Source: an optimization exercise on an open RTL-to-GDS flow (aim: small area and a short achievable clock period). Production flows keep margins and buffers that such runs may drop. RTL that was checked went through simulation tests only; none was proved equivalent to the original. The series may have gaps, and a smaller design here may also do less where the tests do not look. Function not checked in runs 1 and 2: the RTL went through the layout flow alone.

## flow/design.v in outline (module list and top-level ports)
// module dit_fft_8: 5260 lines
// module fa: 6 lines
// module ha: 6 lines
module dit_fft_8(clk,rst_n,in1r,in1i,in2r,in2i,in3r,in3i,in4r,in4i,in5r,in5i,in6r,in6i,in7r,in7i,in8r,in8i,y1r,y1i,y2r,y2i,y3r,y3i,y4r,y4i,y5r,y5i,y6r,y6i,y7r,y7i,y8r,y8i,write,start,ready);
  // ...
==> flow/flow/run.sh <==
#!/bin/bash
# The standard layout, with small buffers on the ports (timing repair
# upsizes the ones that need it). make's full output goes to make.log here;
# ORFS keeps each step's own log under orfs/logs.
set -euo pipefail
export BUFFER_PORTS_ARGS="-buffer_cell sky130_fd_sc_hd__buf_2"
bash standard.sh > make.log 2>&1
==> flow/standard.sh <==
#!/bin/bash
# synth_recipe.tcl (not shown) runs the flow's synth.tcl, then flattens the netlist and writes it again
# the make line also repeats each setting of config.mk as NAME=value (left out here)
make -C /OpenROAD-flow-scripts/flow DESIGN_CONFIG=/design/flow/config.mk WORK_HOME=/design/flow/orfs CLKGATE_MAP_FILE= SYNTH_SCRIPT=/design/flow/synth_recipe.tcl "${@:-finish}"
==> flow/config.mk <==
export PLATFORM = sky130hd
export DESIGN_NAME = dit_fft_8
export DESIGN_NICKNAME = dit_fft_8
export VERILOG_FILES = /design/flow/design.v
export SDC_FILE = /design/flow/constraint.sdc
export NUM_CORES = 4
export LEC_CHECK = 0
export CAP_MARGIN = 20
export CORE_MARGIN = 2
export CORE_UTILIZATION = 40
export SETUP_SLACK_MARGIN = 4.3
export SLEW_MARGIN = 20
export SYNTH_HIERARCHICAL = 1
export TNS_END_PERCENT = 10
==> flow/constraint.sdc <==
create_clock -name core_clock -period 10.0 [get_ports {clk}]
set_input_delay 2.0000 -clock core_clock [delete_from_list [all_inputs] [get_ports {clk}]]
set_output_delay 2.0000 -clock core_clock [all_outputs]
set_load 0.01 [all_outputs]
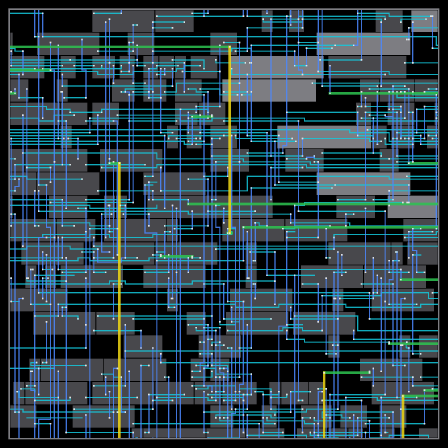
(run_1/detail.png)
Region (76, 279) to (126, 329) um. Cells in gray, sequential cells in the stronger gray; small squares are vias.
Key: yellow = metal 4; green = metal 3; cyan = metal 1; blue = metal 2
Most frequent: fa_1 (34), inv_1 (17), ha_1 (11). Sequential cells in the window: 6. 115 logic cells have their middle in the window.

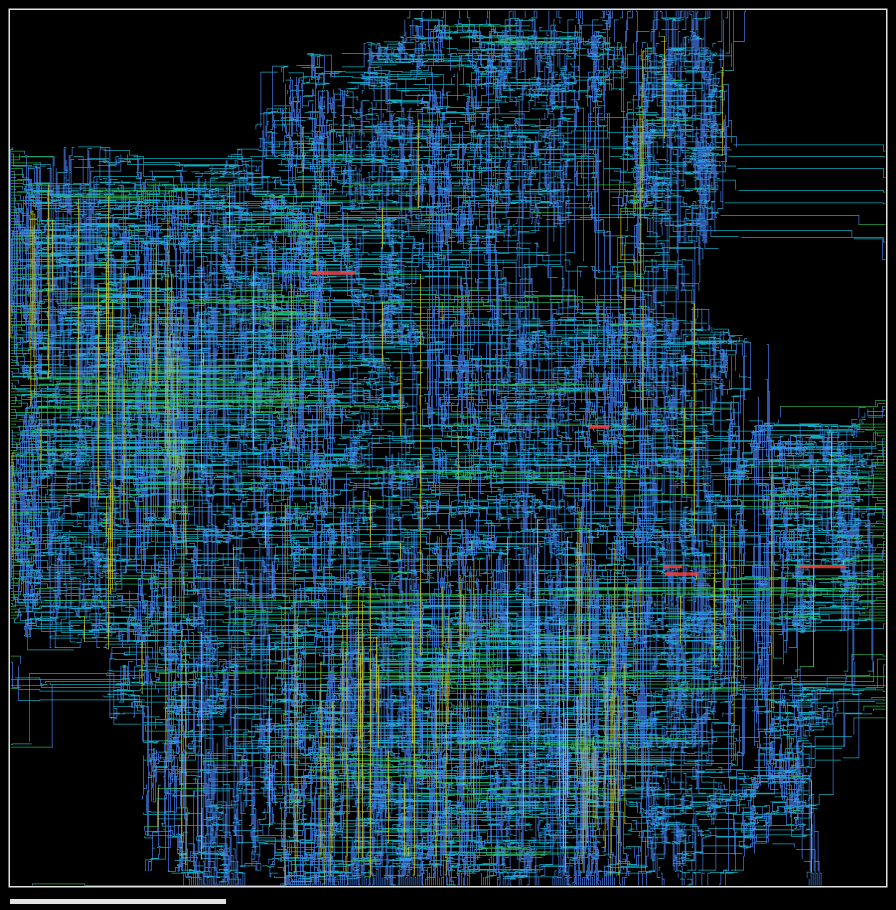
(run_1/wires.png)
Scale bar: 100 um.
Key: red = metal 5 [wire length 66.2 um]; blue = metal 2 [wire length 97.3 mm]; cyan = metal 1 [wire length 88.7 mm]; yellow = metal 4 [wire length 8590 um]; green = metal 3 [wire length 13700 um]
All-Layer GR Usage: 25.2%
Wirelength per Cell: 23.7 um
via count: 45800

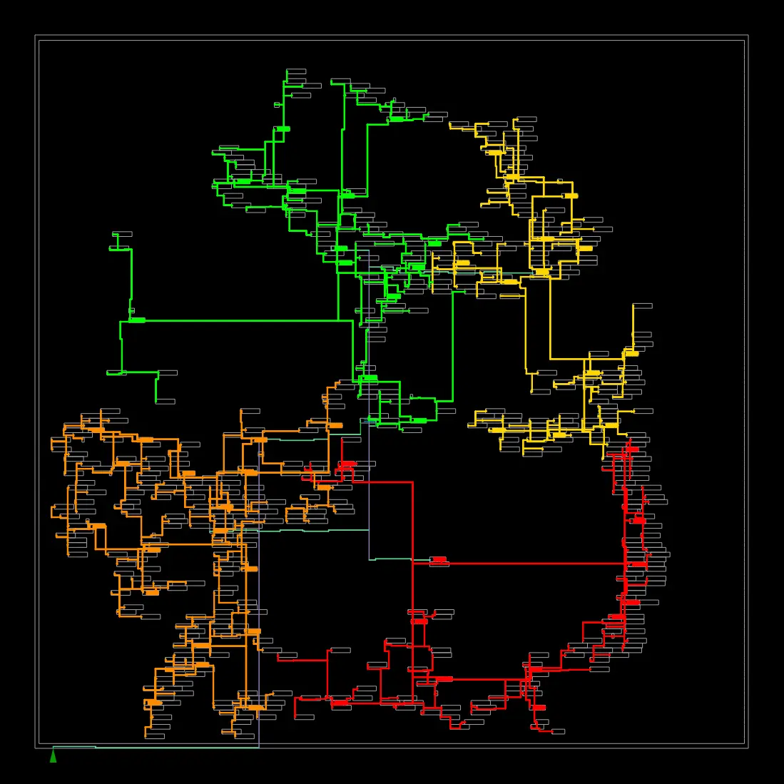
(run_1/clock_tree.png)
H-tree level count: 2
clk root buf: clkbuf_16

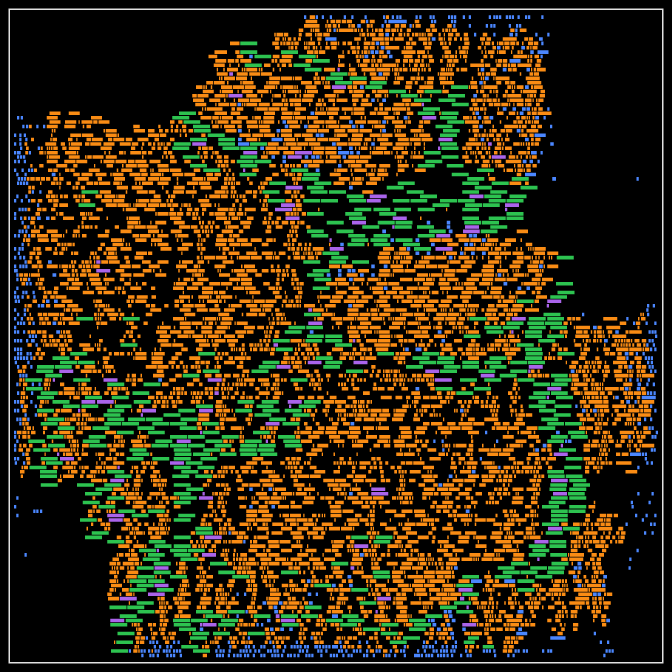
(run_1/placement_by_type.png)
Key: orange = combinational and other logic [cells 5284, share of their area 70%]; blue = remaining buffers and delay cells [cells 730, share of their area 6.1%]; green = sequential cells [cells 507, share of their area 21%]; purple = clock drivers and dummy loads [cells 108, share of their area 2.8%]
Design Area, Final: 75200 um^2
Seq area share: 20.2%
Finished Core Util: 46.9%

==> results_dict.tcl, run 1 <==
set metrics [dict create \
    status "finished clean" \
    area_delta_synth_final_pct 16.5 \
    wl_met3_mm 13.7 \
    worstSetupEndpointType "flip-flop" \
    cts_tree "built" \
    io_pins 517 \
    hpwlAfterDp_mm 178 \
    wl_met1_mm 88.7 \
    grt_overflow 0 \
    synth-compound-area-share_pct 9.60 \
    worstSetupStartpointType "flip-flop" \
    yosys.cell_count.top_type "inv_1" \
    synth_area_per_cell_um2 11.0 \
    crit_required_ps 10390 \
    clock.fmax_mhz 166 \
    report.final.slew_viol_count 0 \
    path_max_fanout 2 \
    holdBufCountCts 0 \
    worstPathCellList "fa_1 > fa_2 > inv_2 > fa_1 > fa_2 > inv_2 > fa_1 > inv_2 > fa_1 > ha_4 > a21oi_4 > o21bai_4 > a31oi_4 > o2111ai_2 > a21o_1 > a21o_1 > a31o_2 > fa_2 > xnor2_4" \
    highest_layer "met5" \
    synth_top_area_share_pct 29.3 \
    fillers 15000 \
    antenna_found_initial 22 \
    postRouteAntennaNets 0 \
    setup_ws_ps 3980 \
    drt-pass1-iter-count 5 \
    synth_edf_count 504 \
    yosys.area_share.simple_pct 6.93 \
    grt_pass1_vias 47100 \
    slowest_stage "fa_2" \
    synth_cell_types 76 \
    finalWirelength_mm 208 \
    final_layout_size_suffix_gt1_share_pct 17.3 \
    via_per_inst 5.21 \
    fin_skew_ps 48.2 \
    grt_max_degree 142 \
    pre_cts_ws_ps 3100 \
    tightest_slew_ps 1160 \
    rsz0062_at_grt "true" \
    cp_num_buf_inv 3 \
    ys_seq_area_share_pct 23.5 \
    hold_path_class "reg -> reg" \
    crit_type "reg -> reg" \
    dieHeight_um 406 \
    fin_crit_ps 6020 \
    synthArstFlopShare_pct 0 \
    synth.largest_area_cell "fa_1" \
    timing.final.crit_share_pct 60.2 \
    die_w_um 406 \
    ys_warn_count 7 \
    synthXorXnorAreaFrac_pct 10.8 \
]
## run 1: kinds of logic after synthesis
| group | count (synthesis) |
|---|---|
| muxes | 108 |
| AOI/OAI and AO/OA | 938 |
| buffers and inverters | 1118 |
| adders and majority gates | 1536 |
| DFF | 507 |
| and+or+nand+nor | 878 |
| xor gates and xnor gates | 790 |
## run 1: metrics by stage
step                hold slack, ps  cell area, um^2  std cells  utilization [%]
floorplan                      400            64600       5875                -
global placement               405            69700       8510             43.5
detailed placement             405            69700       8510             43.5
CTS                            397            73400       8698             45.8
global route                   412            75200       8791             46.9
finish                         401            75200       8795             46.9
## run 1: per-layer routing
metal | GRT usage (%) | vias up
met5 | 0 | -
met4 | 8.92 | 10
met3 | 4.03 | 320
met2 | 40.9 | 1457
met1 | 34.0 | 23100
li1 | - | 20900
## run 1: what timing repair did
item | CTS | global route
setup endpoints to repair | 186 | 243
cloned | 2 | 1
resized for setup | 129 | 192
pin swaps | 60 | 79
endpoints found under the hold margin | 0 | 0
buffers inserted | 78 | 90
## run 1: layout by cell type, fill, tap and decap left out, types with 41 or more instances in the layout
master	count
buf_4	198
nand3_1	62
nor2_1	185
mux2i_1	96
ha_1	534
o21bai_1	57
ha_4	54
edfxtp_1	504
xor2_1	266
fa_1	928
a21o_1	125
xnor2_1	480
buf_2	506
nand2b_1	46
clkbuf_16	59
a31oi_1	42
a21oi_1	268
o21ai_0	128
nor2b_1	51
nand2_1	180
o31ai_1	42
or2_2	41
nor3_1	103
inv_1	992
## run 1: final cells by class
type                            count  area, um^2  share of cell area [%]
Antenna cell                        6        15.0                  0.0200
Clock buffer                       68        1490                    1.98
Clock inverter                     40         567                   0.754
Inverter                         1034        3900                    5.18
Multi-Input combinational cell   4250       46900                    62.3
Sequential cell                   507       15200                    20.2
Tap cell                         2160        2700                    3.59
Timing Repair Buffer              730        4450                    5.92
--- run 2 (diff from run 1) ---
--- a/flow/config.mk
+++ b/flow/config.mk
@@ -8,7 +8,7 @@
 export CAP_MARGIN = 20
 export CORE_MARGIN = 2
-export CORE_UTILIZATION = 40
-export SETUP_SLACK_MARGIN = 4.3
+export CORE_UTILIZATION = 50
+export GPL_ROUTABILITY_DRIVEN = 0
+export SETUP_SLACK_MARGIN = 4.1
 export SLEW_MARGIN = 20
 export SYNTH_HIERARCHICAL = 1
-export TNS_END_PERCENT = 10
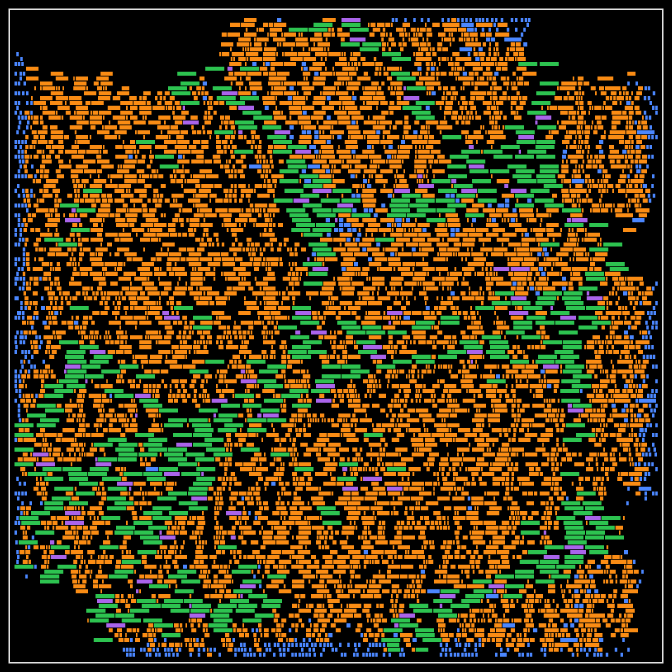
(run_2/placement_by_type.png)
Design Area, Final: 74500 um^2
Core ar.: 128000 um^2
Finished Core Util: 58.3%
Seq area share: 20.4%

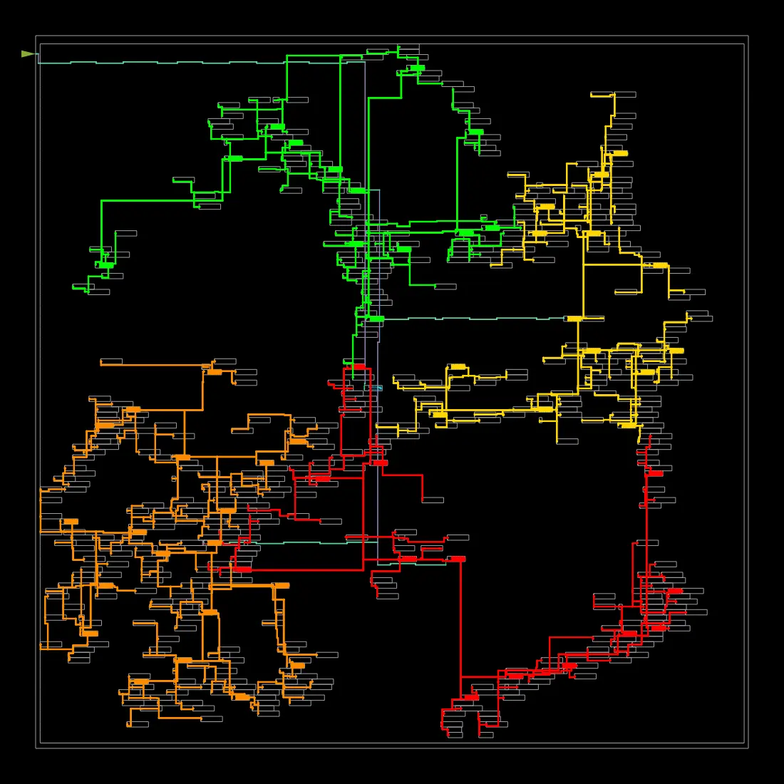
(run_2/clock_tree.png)
Num Clock Sinks: 507
num sequential: 507

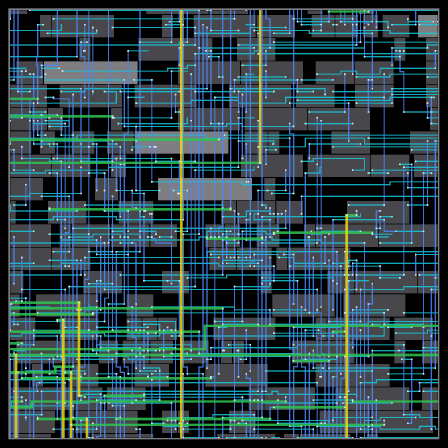
(run_2/detail.png)
Region (66, 247) to (116, 297) um. Cells in gray, sequential cells in the stronger gray; small squares are vias.
Key: green = metal 3; blue = metal 2; cyan = metal 1; yellow = metal 4
Most frequent: fa_1 (37), ha_1 (20), inv_1 (18). Sequential cells in the window: 3. 127 logic cells have their middle in the window.

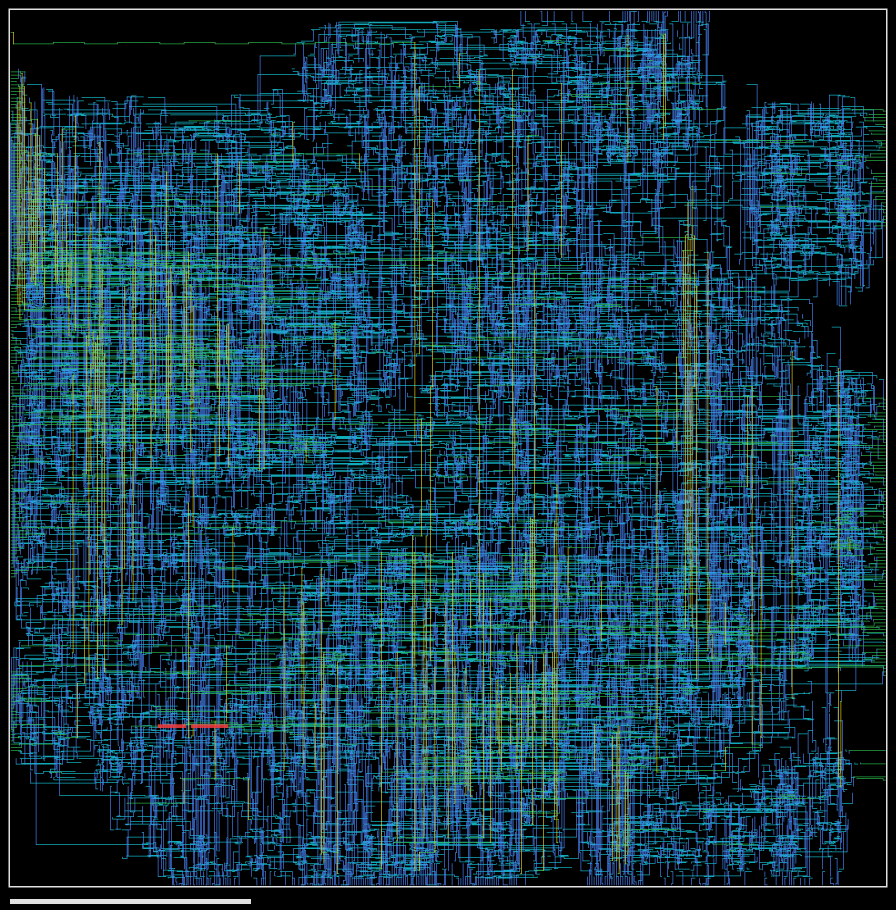
(run_2/wires.png)
Scale bar: 100 um.
Key: blue = metal 2 [wire length 89.6 mm]; red = metal 5 [wire length 23.9 um]; green = metal 3 [wire length 14600 um]; yellow = metal 4 [wire length 10200 um]; cyan = metal 1 [wire length 83.0 mm]

==> results_dict.tcl, run 2 <==
set metrics [dict create \
    status "finished clean" \
    final_cell_mix "inv_1 (980), fa_1 (914), ha_1 (531), buf_2 (507), edfxtp_1 (504)" \
    io_pins 517 \
    antenna_found_initial 12 \
    cts_root_buf "clkbuf_16" \
    fin_crit_ps 5940 \
    drt-pass1-iter-count 5 \
    grt_overflow 0 \
    slowest_stage "edfxtp_1" \
    ys_warn_count 7 \
    yosys.cell_count.top_type "inv_1" \
    cp_num_buf_inv 4 \
    synth_area_per_cell_um2 11.0 \
    grt_pass1_vias 46600 \
    crit_required_ps 8000 \
    hpwlAfterDp_mm 167 \
    synthArstFlopShare_pct 0 \
    hold_path_class "reg -> reg" \
    finalWirelength_mm 197 \
    cts_max_level 2 \
]
==> run 2: cell count changes in the layout (fill, tap and decap cells not counted), sizes merged <==
cell      change
buf          -37
bufbuf        -1
inv           +1
diode         -1
clkinv        +4
clkinvlp      +4
bufinv        -3
==> run 2: cell type report <==
cell class / instances / area, um^2 / share of cell area, %
multi-input combinational: 4250 / 47100 / 63.1
clock inverter: 46 / 554 / 0.744
timing repair buffer: 694 / 4190 / 5.62
antenna: 5 / 12.5 / 0.0168
clock buffer: 66 / 1520 / 2.04
inverter: 1034 / 3910 / 5.24
tap: 1662 / 2080 / 2.79
sequential: 507 / 15200 / 20.4
==> run 2: timing repair <==
| item | in CTS | in global routing |
|---|---|---|
| gates resized for setup | 133 | 224 |
| cloned | 4 | 0 |
| endpoints found under the setup margin | 115 | 161 |
| pin swaps | 60 | 113 |
| setup buffers | 65 | 96 |
==> run 2: cells by family after synthesis <==
logic type / count (synthesis) / share of synthesized area, %
buf+inv: 1118 / 6.72
simple gates: 878 / 6.93
fa+ha+maj: 1536 / 40.8
xor+xnor: 790 / 10.8
compound gates: 938 / 9.60
mux: 108 / 1.68
flops: 507 / 23.5
==> run 2: through the flow <==
stage	hold slack, ps	instances	setup WS (ps)	instance area (um^2)
2_1_floorplan	400	5875	3820	64700
3_3_place_gp	401	7982	3260	69000
3_5_place_dp	405	7982	3220	69000
4_1_cts	406	8163	3970	72600
5_1_grt	422	8259	3860	74500
6_report	405	8264	4060	74500
==> run 2: routing by layer <==
| layer | up-vias | wire, um | GRT usage, % |
|---|---|---|---|
| met5 | - | 23 | 0 |
| met4 | 4 | 10200 | 13.2 |
| met3 | 346 | 14600 | 4.78 |
| met2 | 1792 | 89600 | 46.8 |
| met1 | 23200 | 83000 | 40.8 |
| li1 | 20800 | - | - |
## Run 3: large edit since run 2, in outline
flow/design.v: 5272 -> 4872 lines; modules unchanged: 2
  dit_fft_8: edited, 5260 -> 4860 lines
--- a/flow/config.mk
+++ b/flow/config.mk
@@ -8,6 +8,5 @@
 export CAP_MARGIN = 20
 export CORE_MARGIN = 2
-export CORE_UTILIZATION = 50
-export GPL_ROUTABILITY_DRIVEN = 0
+export CORE_UTILIZATION = 40
 export SETUP_SLACK_MARGIN = 4.1
 export SLEW_MARGIN = 20
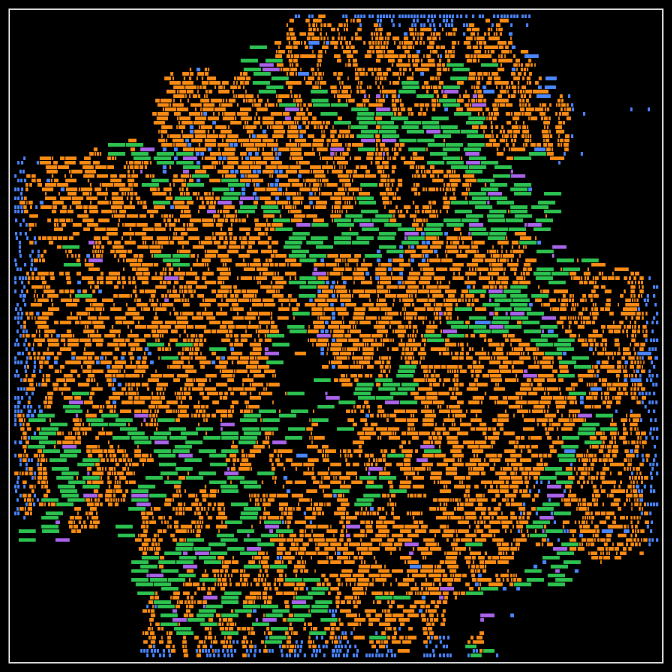
(run_3/placement_by_type.png)
Key: purple = clock drivers and dummy loads [cells 118, share of their area 3.0%]; green = sequential cells [cells 507, share of their area 22%]; orange = combinational and other logic [cells 5095, share of their area 70%]; blue = remaining buffers and delay cells [cells 696, share of their area 6.0%]
standard-cell rows: 145
Finished Core Util: 46.9%

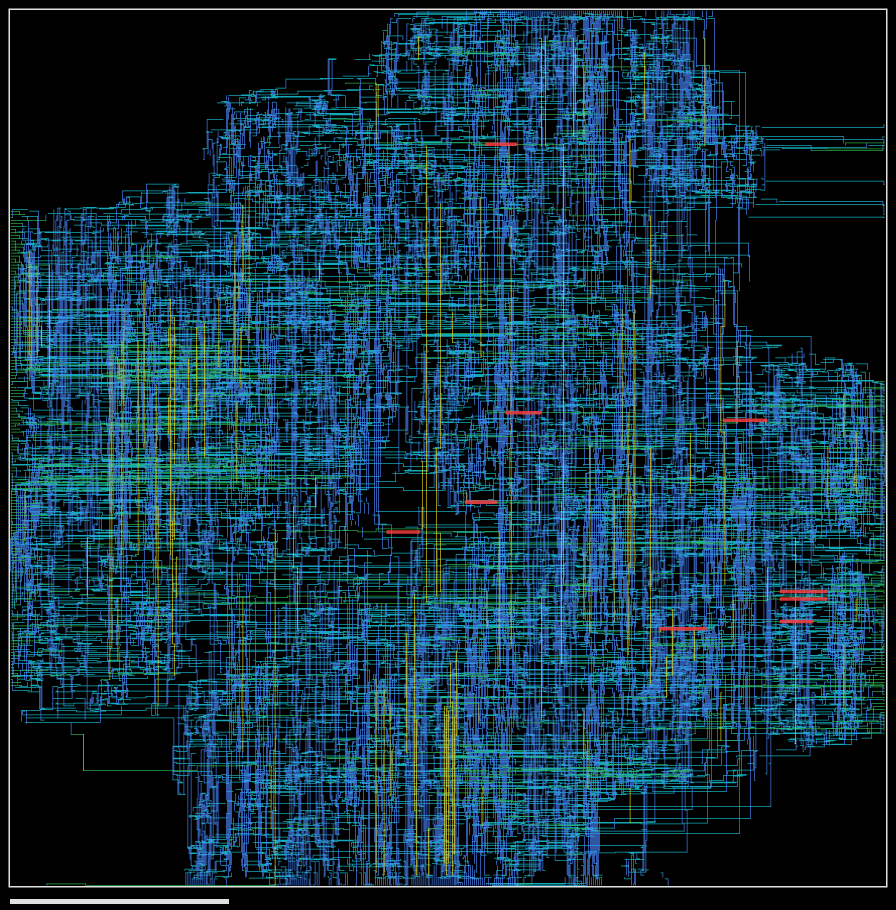
(run_3/wires.png)
Scale bar: 100 um.
Key: blue = metal 2 [wire length 94.0 mm]; green = metal 3 [wire length 12200 um]; yellow = metal 4 [wire length 5870 um]; red = metal 5 [wire length 147 um]; cyan = metal 1 [wire length 85.5 mm]
DRT Wirelength: 198 mm
Wirelength per Cell: 23.3 um

==> results_dict.tcl, run 3 <==
set metrics [dict create \
    grt_pass1_vias 44800 \
    hold_path_class "reg -> reg" \
    use_met2_pct 40.4 \
    drt-pass1-iter-count 5 \
    final_cell_mix "inv_1 (987), fa_1 (941), ha_1 (533), edfxtp_1 (504), buf_2 (502)" \
    cts_sinks 507 \
    top_usage_layer "met2" \
    ys_warn_count 7 \
    synth.largest_area_cell "fa_1" \
    hpwlAfterDp_mm 170 \
    slowest_stage "or4_4" \
    antenna_found_initial 19 \
    drv_cap 0 \
    grt_overflow 0 \
    cts_root_buf "clkbuf_16" \
    reg2regPathDepth 19 \
    fin_crit_ps 5870 \
    design.core.area_um2 156000 \
    layout_commonest_cell "inv_1" \
    dp.cells 8211 \
    synth_area_per_cell_um2 11.0 \
    fin_cells 8483 \
    synth_ff_type "edfxtp_1" \
    crit_required_ps 10400 \
    use_met1_pct 33.4 \
    finalHoldViolCount 0 \
    stdcell_area_um2 73000 \
    io_pins 517 \
    cp_num_buf_inv 2 \
    track_usage_pct 24.6 \
    status "finished clean" \
    drtIter0Drc 3307 \
    synthArstFlopShare_pct 0 \
    holdBufCountCts 0 \
    synth_top_area_share_pct 30.2 \
    report.final.slew_viol_count 0 \
    dpl_cell_area_um2 68100 \
    yosys.cell_count.top_type "inv_1" \
    grtUsageMet3_pct 4.23 \
    grt_max_degree 162 \
]
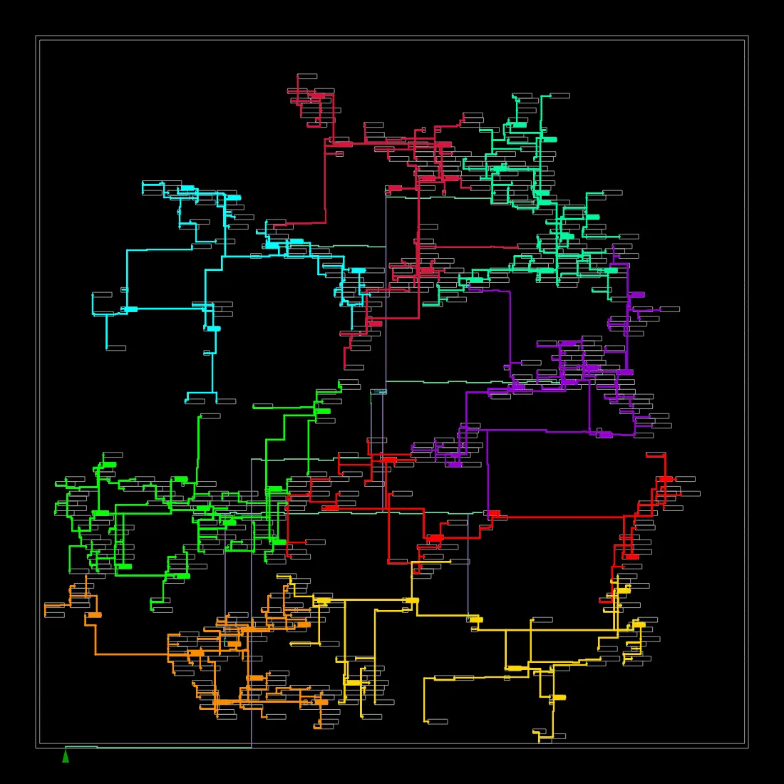
(run_3/clock_tree.png)
Num CTS Buffers: 66
H-tree level count: 3

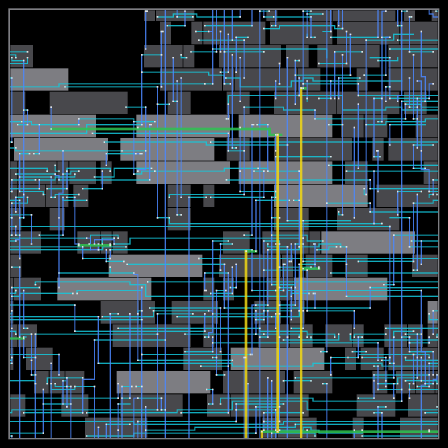
(run_3/detail.png)
Region (75, 275) to (125, 325) um. Cells in gray, sequential cells in the stronger gray; small squares are vias.

==> run 3: timing repair <==
| action | CTS | global route |
|---|---|---|
| buffers inserted | 34 | 105 |
| cloned | 1 | 4 |
| pin swaps | 23 | 48 |
| endpoints found under the setup margin | 141 | 181 |
| gates resized for setup | 108 | 204 |
==> run 3: final cells by class <==
cell class | count | area, um^2 | share of cell area (%)
inverters | 1035 | 3900 | 5.34
repair buffers | 696 | 4200 | 5.75
diodes | 9 | 22.5 | 0.0308
clock buffers | 73 | 1680 | 2.30
clock inverters | 45 | 400 | 0.548
multi-input cells | 4060 | 45100 | 61.7
flip-flops and latches | 507 | 15200 | 20.8
well taps | 2058 | 2570 | 3.53
==> run 3: per-layer routing <==
metal | routed length [um] | vias to the layer above | part of all wire, %
li1 | - | 20100 | -
met1 | 85500 | 22300 | 43
met3 | 12200 | 262 | 6.2
met2 | 94000 | 1300 | 48
met5 | 147 | - | 0.074
met4 | 5870 | 18 | 3.0
==> run 3: cells by family after synthesis <==
| kind of cell | count (synthesis) | synth area share (%) |
|---|---|---|
| adder cells (fa/ha/maj) | 1532 | 41.9 |
| buffers and inverters | 1112 | 6.82 |
| AO/OA/AOI/OAI | 901 | 9.15 |
| AND/OR/NAND/NOR | 826 | 6.44 |
| XOR/XNOR | 738 | 10.4 |
| flip-flops | 507 | 24.3 |
| multiplexers | 63 | 1.01 |
==> run 3: through the flow <==
step | setup WS [ps] | hold slack [ps]
2_1_floorplan | 3820 | 400
3_3_place_gp | 3120 | 400
3_5_place_dp | 3130 | 405
4_1_cts | 4090 | 409
5_1_grt | 4040 | 412
6_report | 4130 | 406
--- run 4 (diff from run 3) ---
--- a/flow/config.mk
+++ b/flow/config.mk
@@ -8,5 +8,6 @@
 export CAP_MARGIN = 20
 export CORE_MARGIN = 2
-export CORE_UTILIZATION = 40
+export CORE_UTILIZATION = 50
+export GPL_ROUTABILITY_DRIVEN = 0
 export SETUP_SLACK_MARGIN = 4.1
 export SLEW_MARGIN = 20
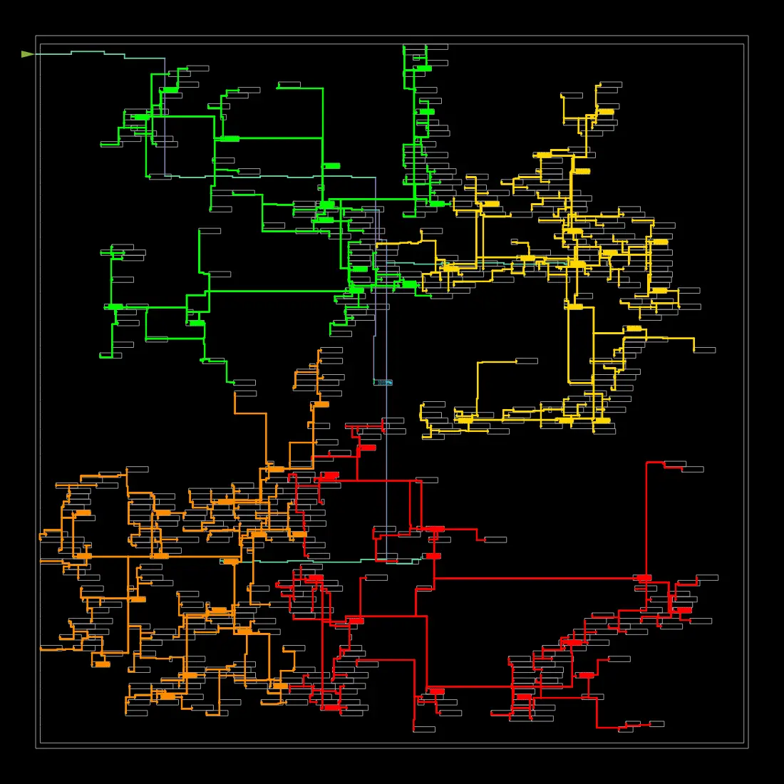
(run_4/clock_tree.png)
H-tree level count: 2
Num CTS Buffers: 61

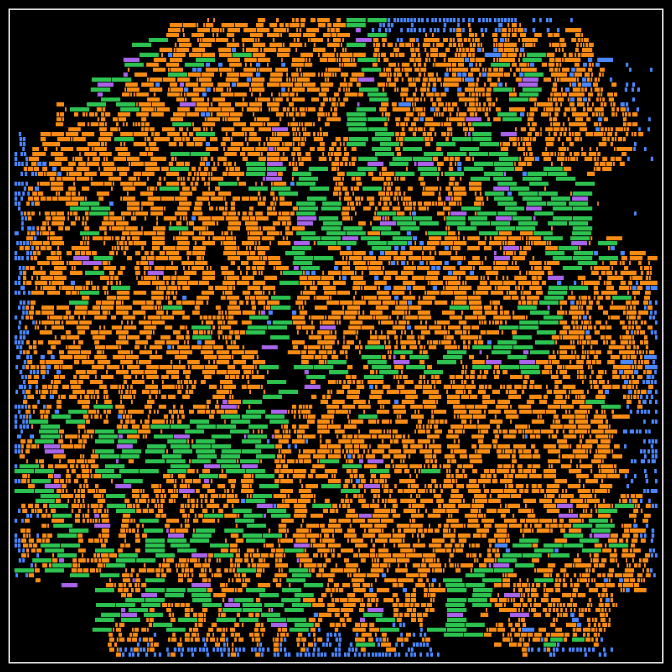
(run_4/placement_by_type.png)
Key: orange = combinational and other logic [cells 5095, share of their area 70%]; purple = clock drivers and dummy loads [cells 113, share of their area 2.9%]; green = sequential cells [cells 507, share of their area 22%]; blue = remaining buffers and delay cells [cells 674, share of their area 5.6%]

==> results_dict.tcl, run 4 <==
set metrics [dict create \
    synth.largest_area_cell "fa_1" \
    start_util_pct 50.5 \
    hold-worst-slack_ps 408 \
    cp.depth 13 \
    synthArstFlopShare_pct 0 \
    layout_commonest_cell "inv_1" \
    drv_cap 0 \
    cts_sinks 507 \
    slowest_stage "edfxtp_1" \
    fin_cells 8035 \
    slew_headroom_pct 28.1 \
    yosys.cell_count.top_type "inv_1" \
    dieHeight_um 358 \
    fin_crit_ps 5830 \
    final_cell_mix "inv_1 (984), fa_1 (936), ha_1 (511), edfxtp_1 (504), buf_2 (501)" \
    report.final.slew_viol_count 0 \
    synth_top_area_share_pct 30.2 \
    slowest_delay_ps 560 \
    cp_num_buf_inv 4 \
    die_w_um 358 \
    io_pins 517 \
    hpwlAfterDp_mm 163 \
    status "finished clean" \
    grt_pass1_vias 44700 \
    path_delay_family "compound AO/OA/AOI/OAI gates" \
    drtIter0Drc 3214 \
    grt_overflow 0 \
    rows 129 \
    syn_nets 7471 \
    timing.final.crit_share_pct 58.3 \
    synth_area_per_cell_um2 11.0 \
    holdBufCountCts 0 \
    synth_ff_type "edfxtp_1" \
    drt-pass1-iter-count 6 \
    reg2regPathDepth 17 \
    ys_warn_count 7 \
    hold_path_class "reg -> reg" \
    antenna_found_initial 14 \
    dp.cells 7779 \
    cts_root_buf "clkbuf_16" \
    design.core.area_um2 124000 \
    grt_first_pass_wirelength_mm 280 \
    finalHoldViolCount 0 \
    grt_max_degree 111 \
    synth_cell_types 56 \
]
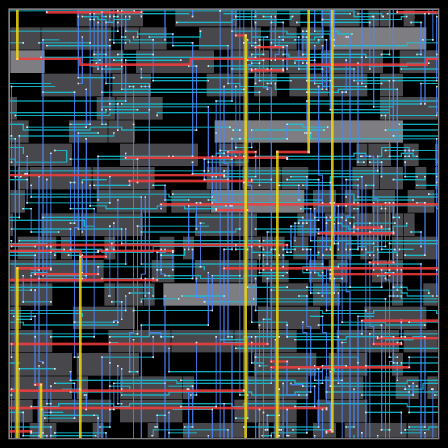
(run_4/detail.png)
Region (64, 243) to (114, 293) um. Cells in gray, sequential cells in the stronger gray; small squares are vias.

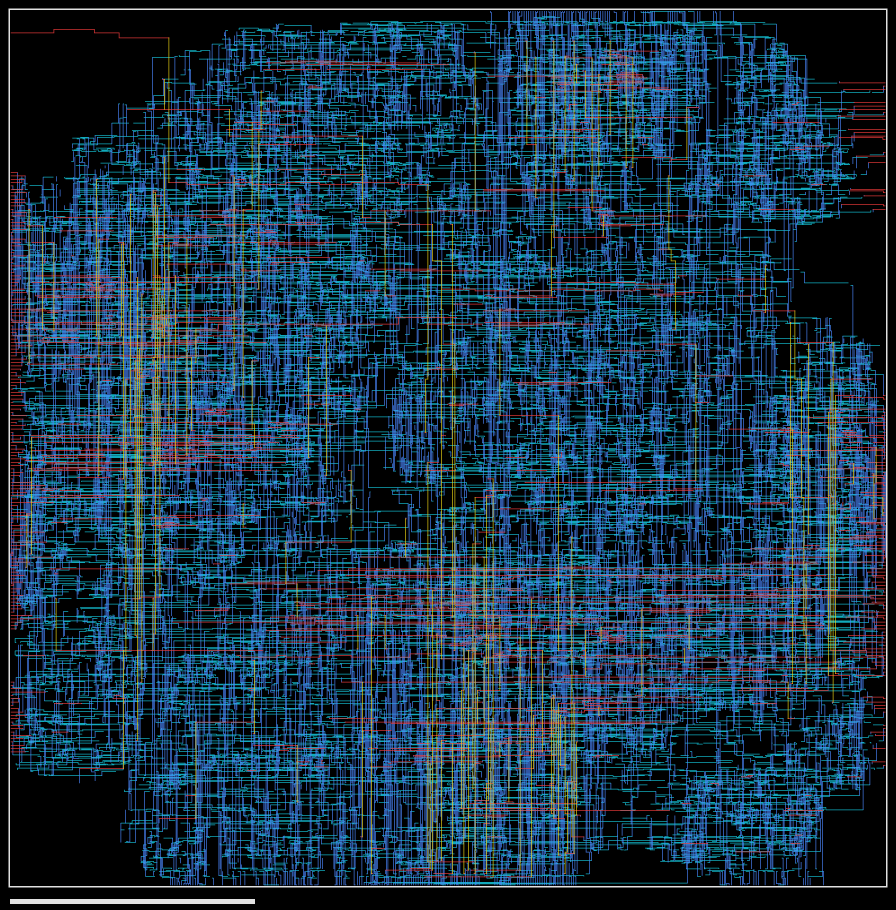
(run_4/wires.png)
Scale bar: 100 um.
All-Layer GR Usage: 29.9%
Wirelength per Cell: 23.8 um
DRT Wirelength: 192 mm
via count: 44100

[run 4: cell counts after synthesis]
Identical to the previous run, type by type.
[run 4: logic make-up after synthesis]
kind of cell    synth area share [%]
buf+inv                         6.82
simple gates                    6.44
compound gates                  9.15
xor+xnor                        10.4
flops                           24.3
mux                             1.01
fa+ha+maj                       41.9
[run 4: cell type report]
class | count | area, um^2
timing repair buffer | 674 | 3950
tap | 1637 | 2050
multi-input combinational | 4060 | 45400
clock inverter | 44 | 485
inverter | 1035 | 3910
antenna | 9 | 22.5
fill | 10500 | 51400
clock buffer | 69 | 1580
sequential | 507 | 15200
[run 4: layer usage]
layer | GRT usage (%) | wire (um) | share of wire [%] | vias to the layer above
met2 | 48.0 | 89200 | 47 | 1514
li1 | - | - | - | 20000
met5 | 0 | 0 | 0 | -
met4 | 10.7 | 8040 | 4.2 | 0
met3 | 5.38 | 13600 | 7.1 | 318
met1 | 40.8 | 80700 | 42 | 22200
[run 4: timing repair]
action / CTS / global route
resized for setup: 102 / 263
buffers inserted: 50 / 80
hold endpoints to repair: 0 / 0
pin swaps: 16 / 74
gates cloned: 1 / 3
setup endpoints to repair: 117 / 187
[run 4: per-stage QoR]
| step | util (%) | cell area [um^2] | setup slack, ps |
|---|---|---|---|
| detailed placement | 54.4 | 67400 | 3140 |
| global route | 58.6 | 72600 | 4010 |
| finish | 58.6 | 72600 | 4170 |
| CTS | 56.8 | 70500 | 4100 |
| floorplan | - | 63000 | 3820 |
| global placement | 54.4 | 67400 | 3180 |
--- run 5 (diff from run 4) ---
--- a/flow/config.mk
+++ b/flow/config.mk
@@ -10,5 +10,5 @@
 export CORE_UTILIZATION = 50
 export GPL_ROUTABILITY_DRIVEN = 0
-export SETUP_SLACK_MARGIN = 4.1
+export SETUP_SLACK_MARGIN = 4.25
 export SLEW_MARGIN = 20
 export SYNTH_HIERARCHICAL = 1
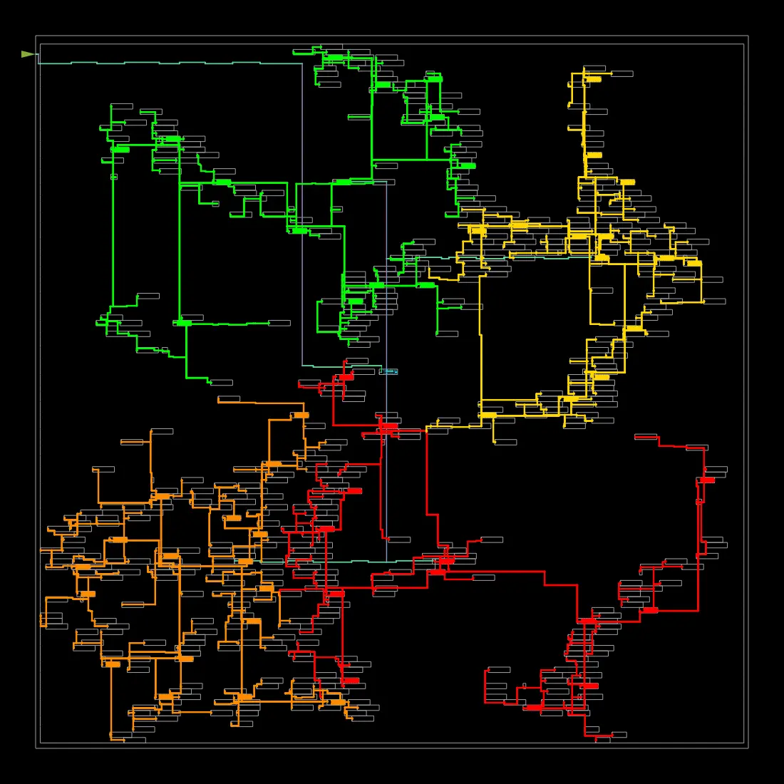
(run_5/clock_tree.png)
Num CTS Buffers: 59

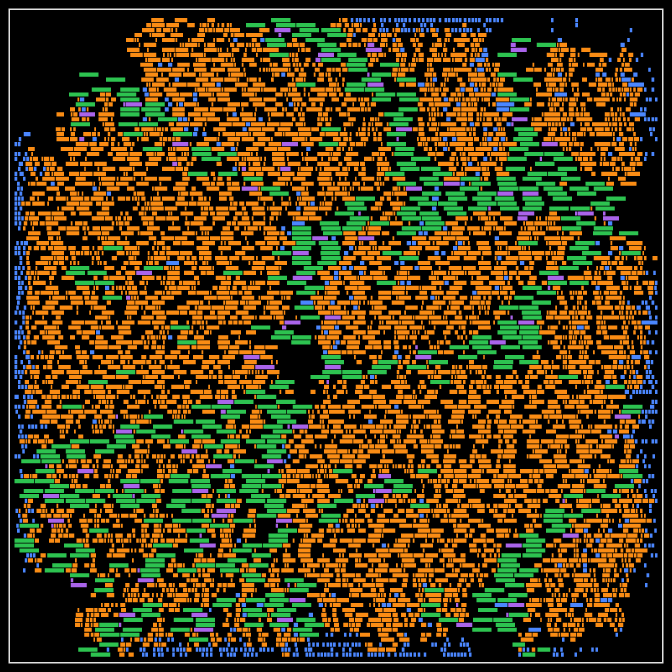
(run_5/placement_by_type.png)
Key: blue = remaining buffers and delay cells [cells 726, share of their area 6.1%]; orange = combinational and other logic [cells 5095, share of their area 70%]; purple = clock drivers and dummy loads [cells 107, share of their area 2.6%]; green = sequential cells [cells 507, share of their area 21%]

==> results_dict.tcl, run 5 <==
set metrics [dict create \
    rows 129 \
    cts_max_level 2 \
    design.core.area_um2 124000 \
    grt_max_degree 150 \
    slew_headroom_pct 20.5 \
    avgRoutedWirePerCell_um 23.4 \
    layout_commonest_cell "inv_1" \
    synthXorXnorAreaFrac_pct 10.4 \
    cts_root_buf "clkbuf_16" \
    grt_first_pass_wirelength_mm 276 \
    ys_warn_count 7 \
    timing.final.crit_share_pct 57.5 \
    status "finished clean" \
    die_w_um 358 \
    setup_ws_ps 4250 \
    drv_cap 0 \
    syn_nets 7471 \
    io_pins 517 \
    grt_pass1_vias 44600 \
    hold_path_class "reg -> reg" \
    slowest_stage "or4_4" \
    dieHeight_um 358 \
    start_util_pct 50.5 \
    synthArstFlopShare_pct 0 \
    cts_sinks 507 \
    path_delay_family "simple AND/OR/NAND/NOR gates" \
    pre_cts_ws_ps 3160 \
    finalWirelength_mm 189 \
    track_usage_pct 29.4 \
    synth.largest_area_cell "fa_1" \
    reg2regPathDepth 18 \
    yosys.area_share.simple_pct 6.44 \
    synthAdderAreaFrac_pct 41.9 \
    drtIter0Drc 3454 \
    report.final.slew_viol_count 0 \
    antenna_found_initial 16 \
    synth-compound-area-share_pct 9.15 \
    synth_top_area_share_pct 30.2 \
    synth_area_per_cell_um2 11.0 \
    synth_mux_area_share_pct 1.01 \
    synth_ff_type "edfxtp_1" \
    final_cell_mix "inv_1 (971), fa_1 (925), edfxtp_1 (504), buf_2 (502), ha_1 (475)" \
    holdBufCountCts 0 \
    slowest_delay_ps 540 \
]
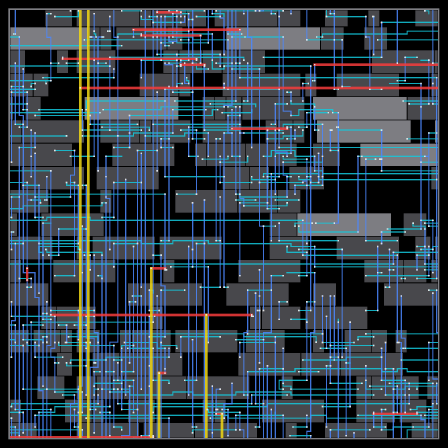
(run_5/detail.png)
Region (64, 243) to (114, 293) um. Cells in gray, sequential cells in the stronger gray; small squares are vias.
Key: red = metal 3; yellow = metal 4; cyan = metal 1; blue = metal 2
141 logic cells have their middle in the window. Most frequent: fa_1 (31), inv_1 (25), ha_1 (16). Sequential cells in the window: 7.

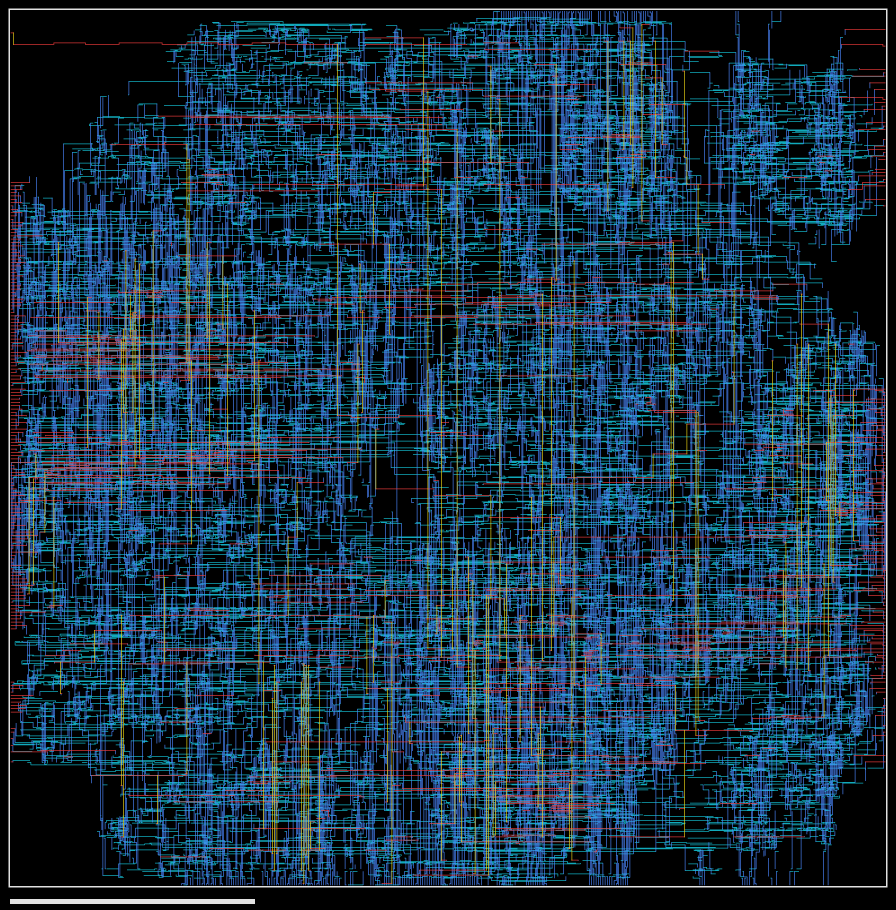
(run_5/wires.png)
Scale bar: 100 um.
Key: yellow = metal 4 [wire length 8070 um]; cyan = metal 1 [wire length 78.5 mm]; blue = metal 2 [wire length 89.4 mm]; red = metal 3 [wire length 12800 um]

-- run 5: cell counts after synthesis --
Identical to the previous run, type by type.
-- run 5: timing repair --
action / CTS / global route
buffers inserted: 108 / 82
setup endpoints to repair: 170 / 190
resized for setup: 194 / 338
hold endpoints to repair: 0 / 0
cloned: 3 / 3
pin swaps: 49 / 132
-- run 5: routing by layer --
metal	vias up	global-route usage, %	part of all wire, %
met4	0	10.3	4.3
li1	20100	-	-
met2	1398	48.3	47
met3	281	4.59	6.8
met1	22100	39.8	42
met5	-	0	0
-- run 5: area by class of cell --
class,instances,area [um^2],share of cell area [%]
Antenna cell,5,12.5,0.0169
Clock buffer,70,1520,2.05
Sequential cell,507,15200,20.5
Clock inverter,37,343,0.463
Tap cell,1637,2050,2.77
Multi-Input combinational cell,4060,46500,62.9
Timing Repair Buffer,726,4420,5.98
Inverter,1035,3910,5.28
-- run 5: per-stage QoR --
stage / cells / util (%) / cell area [um^2] / hold slack (ps)
2_1_floorplan: 5679 / - / 63300 / 400
6_report: 8077 / 59.7 / 74000 / 417
3_3_place_gp: 7768 / 54.5 / 67600 / 403
3_5_place_dp: 7769 / 54.6 / 67600 / 405
4_1_cts: 7987 / 57.7 / 71500 / 418
5_1_grt: 8074 / 59.7 / 74000 / 426
-- run 5: cells by family (layout without fill, tap and decap cells) --
kind of cell	Yosys count	after routing
muxes	63	63
xor gates and xnor gates	738	738
DFF	507	507
other	0	5
AOI/OAI and AO/OA	901	901
and+or+nand+nor	826	826
adders and majority gates	1532	1532
buffers and inverters	1112	1868
-- run 5: worst register-to-register path, cell delays in order, from the launching register on --
cell and delay [ps]:
edfxtp_1 520, buf_4 200, fa_1 470, fa_1 370
inv_1 80, fa_1 450, fa_2 640, fa_1 440
fa_1 490, ha_4 300, o21ai_0 110, a211oi_2 250
o41ai_2 100, buf_4 160, a311oi_4 250, o21a_1 220
o21a_1 170, buf_4 130, nor2_4 50
--- run 6 (diff from run 5) ---
--- a/flow/config.mk
+++ b/flow/config.mk
@@ -8,7 +8,8 @@
 export CAP_MARGIN = 20
 export CORE_MARGIN = 2
-export CORE_UTILIZATION = 50
+export CORE_UTILIZATION = 60
 export GPL_ROUTABILITY_DRIVEN = 0
-export SETUP_SLACK_MARGIN = 4.25
+export PLACE_DENSITY = 0.7
+export SETUP_SLACK_MARGIN = 4.1
 export SLEW_MARGIN = 20
 export SYNTH_HIERARCHICAL = 1
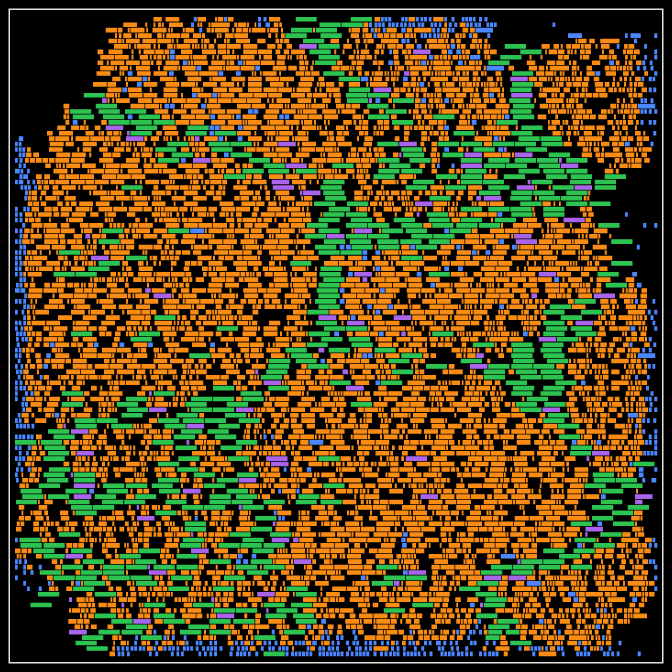
(run_6/placement_by_type.png)
Key: blue = remaining buffers and delay cells [cells 660, share of their area 5.5%]; orange = combinational and other logic [cells 5096, share of their area 70%]; green = sequential cells [cells 507, share of their area 22%]; purple = clock drivers and dummy loads [cells 111, share of their area 2.9%]

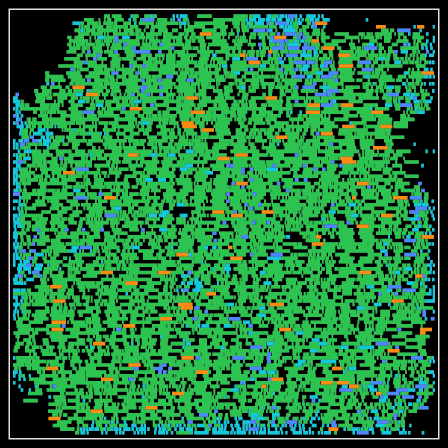
(run_6/sizes.png)
Key: green = _0 and _1 cells [cells 5294, share 83%]; cyan = _2 cells [cells 744, share 12%]; orange = _6 and larger [cells 91, share 1.4%]; blue = _3 and _4 cells [cells 245, share 3.8%]

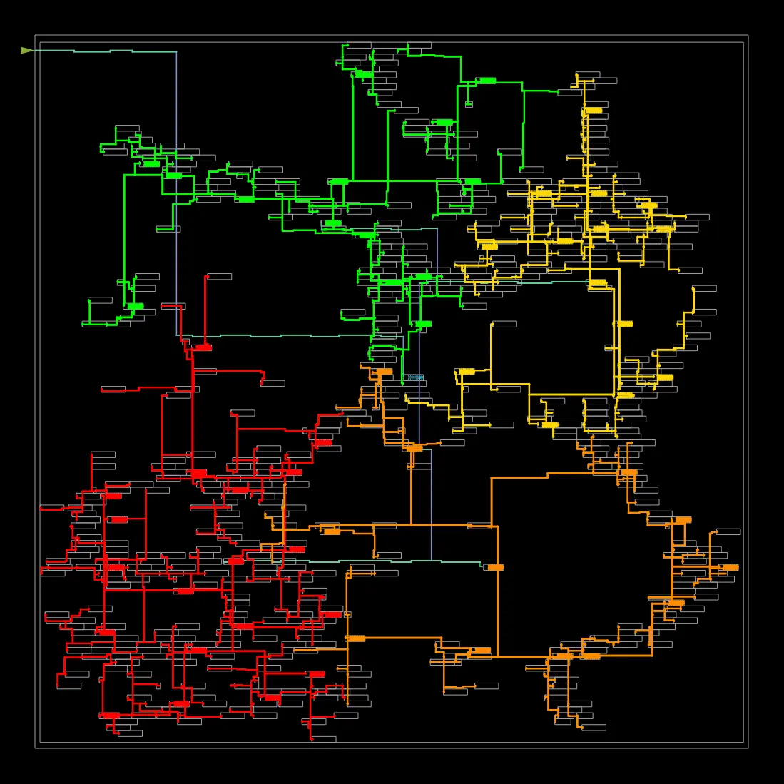
(run_6/clock_tree.png)
Num CTS Buffers: 60

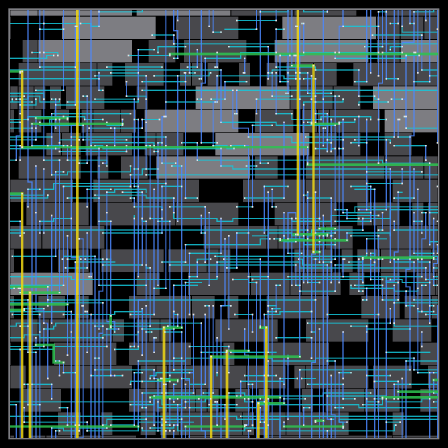
(run_6/detail.png)
Region (57, 220) to (107, 270) um. Cells in gray, sequential cells in the stronger gray; small squares are vias.
Key: green = metal 3; cyan = metal 1; blue = metal 2; yellow = metal 4
Most frequent: fa_1 (31), inv_1 (25), ha_1 (16). 156 logic cells have their middle in the window. Sequential cells in the window: 11.

==> results_dict.tcl, run 6 <==
set metrics [dict create \
    status "finished clean" \
    layout_commonest_cell "inv_1" \
    start_util_pct 60.5 \
    synthAdderAreaFrac_pct 41.9 \
    cts_tree "built" \
    io_pins 517 \
    synth_area_per_cell_um2 11.0 \
    synthArstFlopShare_pct 0 \
    synth.largest_area_cell "fa_1" \
    cts_root_buf "clkbuf_16" \
    remaining_drc_errors 0 \
    top_usage_layer "met2" \
    synth-compound-area-share_pct 9.15 \
    grt_max_degree 152 \
    final_cell_mix "inv_1 (989), fa_1 (943), ha_1 (526), edfxtp_1 (504), buf_2 (504)" \
    timing.final.crit_share_pct 59.3 \
    fin_util_pct 69.2 \
    die_w_um 327 \
    avgRoutedWirePerCell_um 23.5 \
    fin_cells 7764 \
    use_met2_pct 53.6 \
    slew_headroom_pct 22.3 \
    syn_nets 7471 \
    report.final.slew_viol_count 0 \
    synthXorXnorAreaFrac_pct 10.4 \
    rows 118 \
    nets 8117 \
    finalWirelength_mm 182 \
    design.core.area_um2 103000 \
    tns_ps 0 \
    via_per_inst 5.75 \
    cts_sinks 507 \
    drtIter0Drc 3691 \
    synth_top_area_share_pct 30.2 \
    antenna_found_initial 17 \
    synth_ff_type "edfxtp_1" \
    reg2regPathDepth 17 \
    yosys.area_share.simple_pct 6.44 \
    yosys.cell_count.top_type "inv_1" \
    hold-worst-slack_ps 418 \
    ys_warn_count 7 \
    synth_top_family_by_area "adder cells" \
    hold_path_class "reg -> reg" \
    grt_pass1_vias 45000 \
    track_usage_pct 34.0 \
    dieHeight_um 327 \
]
run 6: timing repair:
action                                  4_1_cts  5_1_grt
hold buffers                                  0        0
endpoints found under the setup margin      106      188
pin swaps                                    10       48
setup buffers                                35       89
gates cloned                                  1        6
gates resized for setup                      61      214
run 6: worst max-delay path, stage by stage, from the launching register on:
cell and delay, ps:
edfxtp_1 530, ha_4 360, inv_4 50, ha_4 240, buf_4 150, nand3_2 90, nor2_2 70, a221oi_2 330
a21o_1 260, xor2_4 350, clkinvlp_4 270, a21oi_2 180, xor2_1 200, buf_2 170
run 6: logic make-up (layout without fill, tap and decap cells):
family / after synthesis / count (layout)
flip-flops: 507 / 507
multiplexers: 63 / 63
other: 0 / 10
AO/OA/AOI/OAI: 901 / 901
AND/OR/NAND/NOR: 826 / 826
XOR/XNOR: 738 / 738
adder cells (fa/ha/maj): 1532 / 1532
buffers and inverters: 1112 / 1807
run 6: cell type report:
type | count | area [um^2] | share of cell area, %
Tap cell | 1380 | 1730 | 2.41
Timing Repair Buffer | 660 | 3860 | 5.38
Clock buffer | 64 | 1520 | 2.12
Timing Repair inverter | 1 | 7.51 | 0.0105
Multi-Input combinational cell | 4060 | 44900 | 62.6
Antenna cell | 10 | 25.0 | 0.0349
Sequential cell | 507 | 15200 | 21.2
Clock inverter | 47 | 533 | 0.744
Inverter | 1035 | 3900 | 5.44
run 6: through the flow:
step / worst slack (ps) / instance area [um^2]
after CTS: 4050 / 69700
after global routing: 4020 / 71600
final: 4070 / 71600
after detailed placement: 3160 / 67000
after floorplan: 3820 / 63000
after global placement: 3320 / 67000
run 6: layer usage:
layer | up-vias | part of all wire, %
met5 | - | 0.018
met4 | 6 | 6.3
met3 | 447 | 8.7
met2 | 1919 | 46
met1 | 22300 | 39
li1 | 20000 | -

## separate check: timing with driven ports
The results above use ideal ports. As a check the final layouts listed here were re-extracted and re-timed, cells and wires unchanged. Step 1 (the two cells are an assumption about what drives the block):
set clk [get_ports {clk}]
set_driving_cell -lib_cell sky130_fd_sc_hd__clkbuf_16 $clk
set_driving_cell -lib_cell sky130_fd_sc_hd__buf_2 [delete_from_list [all_inputs] $clk]
Step 2 times the ports against the registers' clock, not the clock port: input delays grow and output delays shrink by t, the midpoint of the rising clock arrivals with the driver on. a / b / c = ideal ports / drivers / drivers and shift; a / b = the first two.
run	t (ns)	setup WS [ns]	hold WS [ns]	worst setup path after step 2	worst register clock-pin slew, ns
run 1	0.746	3.975 / 3.921 / 3.339	0.401 / 0.401 / 0.401	input to register	0.07 / 0.07
run 2	0.752	4.057 / 3.984 / 3.422	0.405 / 0.405 / 0.405	input to register	0.07 / 0.07
run 3	0.723	4.135 / 4.089 / 3.435	0.406 / 0.406 / 0.406	input to register	0.07 / 0.07
run 4	0.745	4.169 / 4.091 / 3.437	0.408 / 0.408 / 0.408	input to register	0.07 / 0.07
run 5	0.740	4.252 / 4.237 / 3.545	0.417 / 0.417 / 0.417	input to register	0.07 / 0.07
run 6	0.762	4.072 / 3.995 / 3.444	0.418 / 0.418 / 0.418	input to register	0.08 / 0.08
After both steps every run listed still meets setup and hold. The setup slack of run 4, which loses most, moves by -0.078 ns with the drivers and by -0.732 ns with both steps.
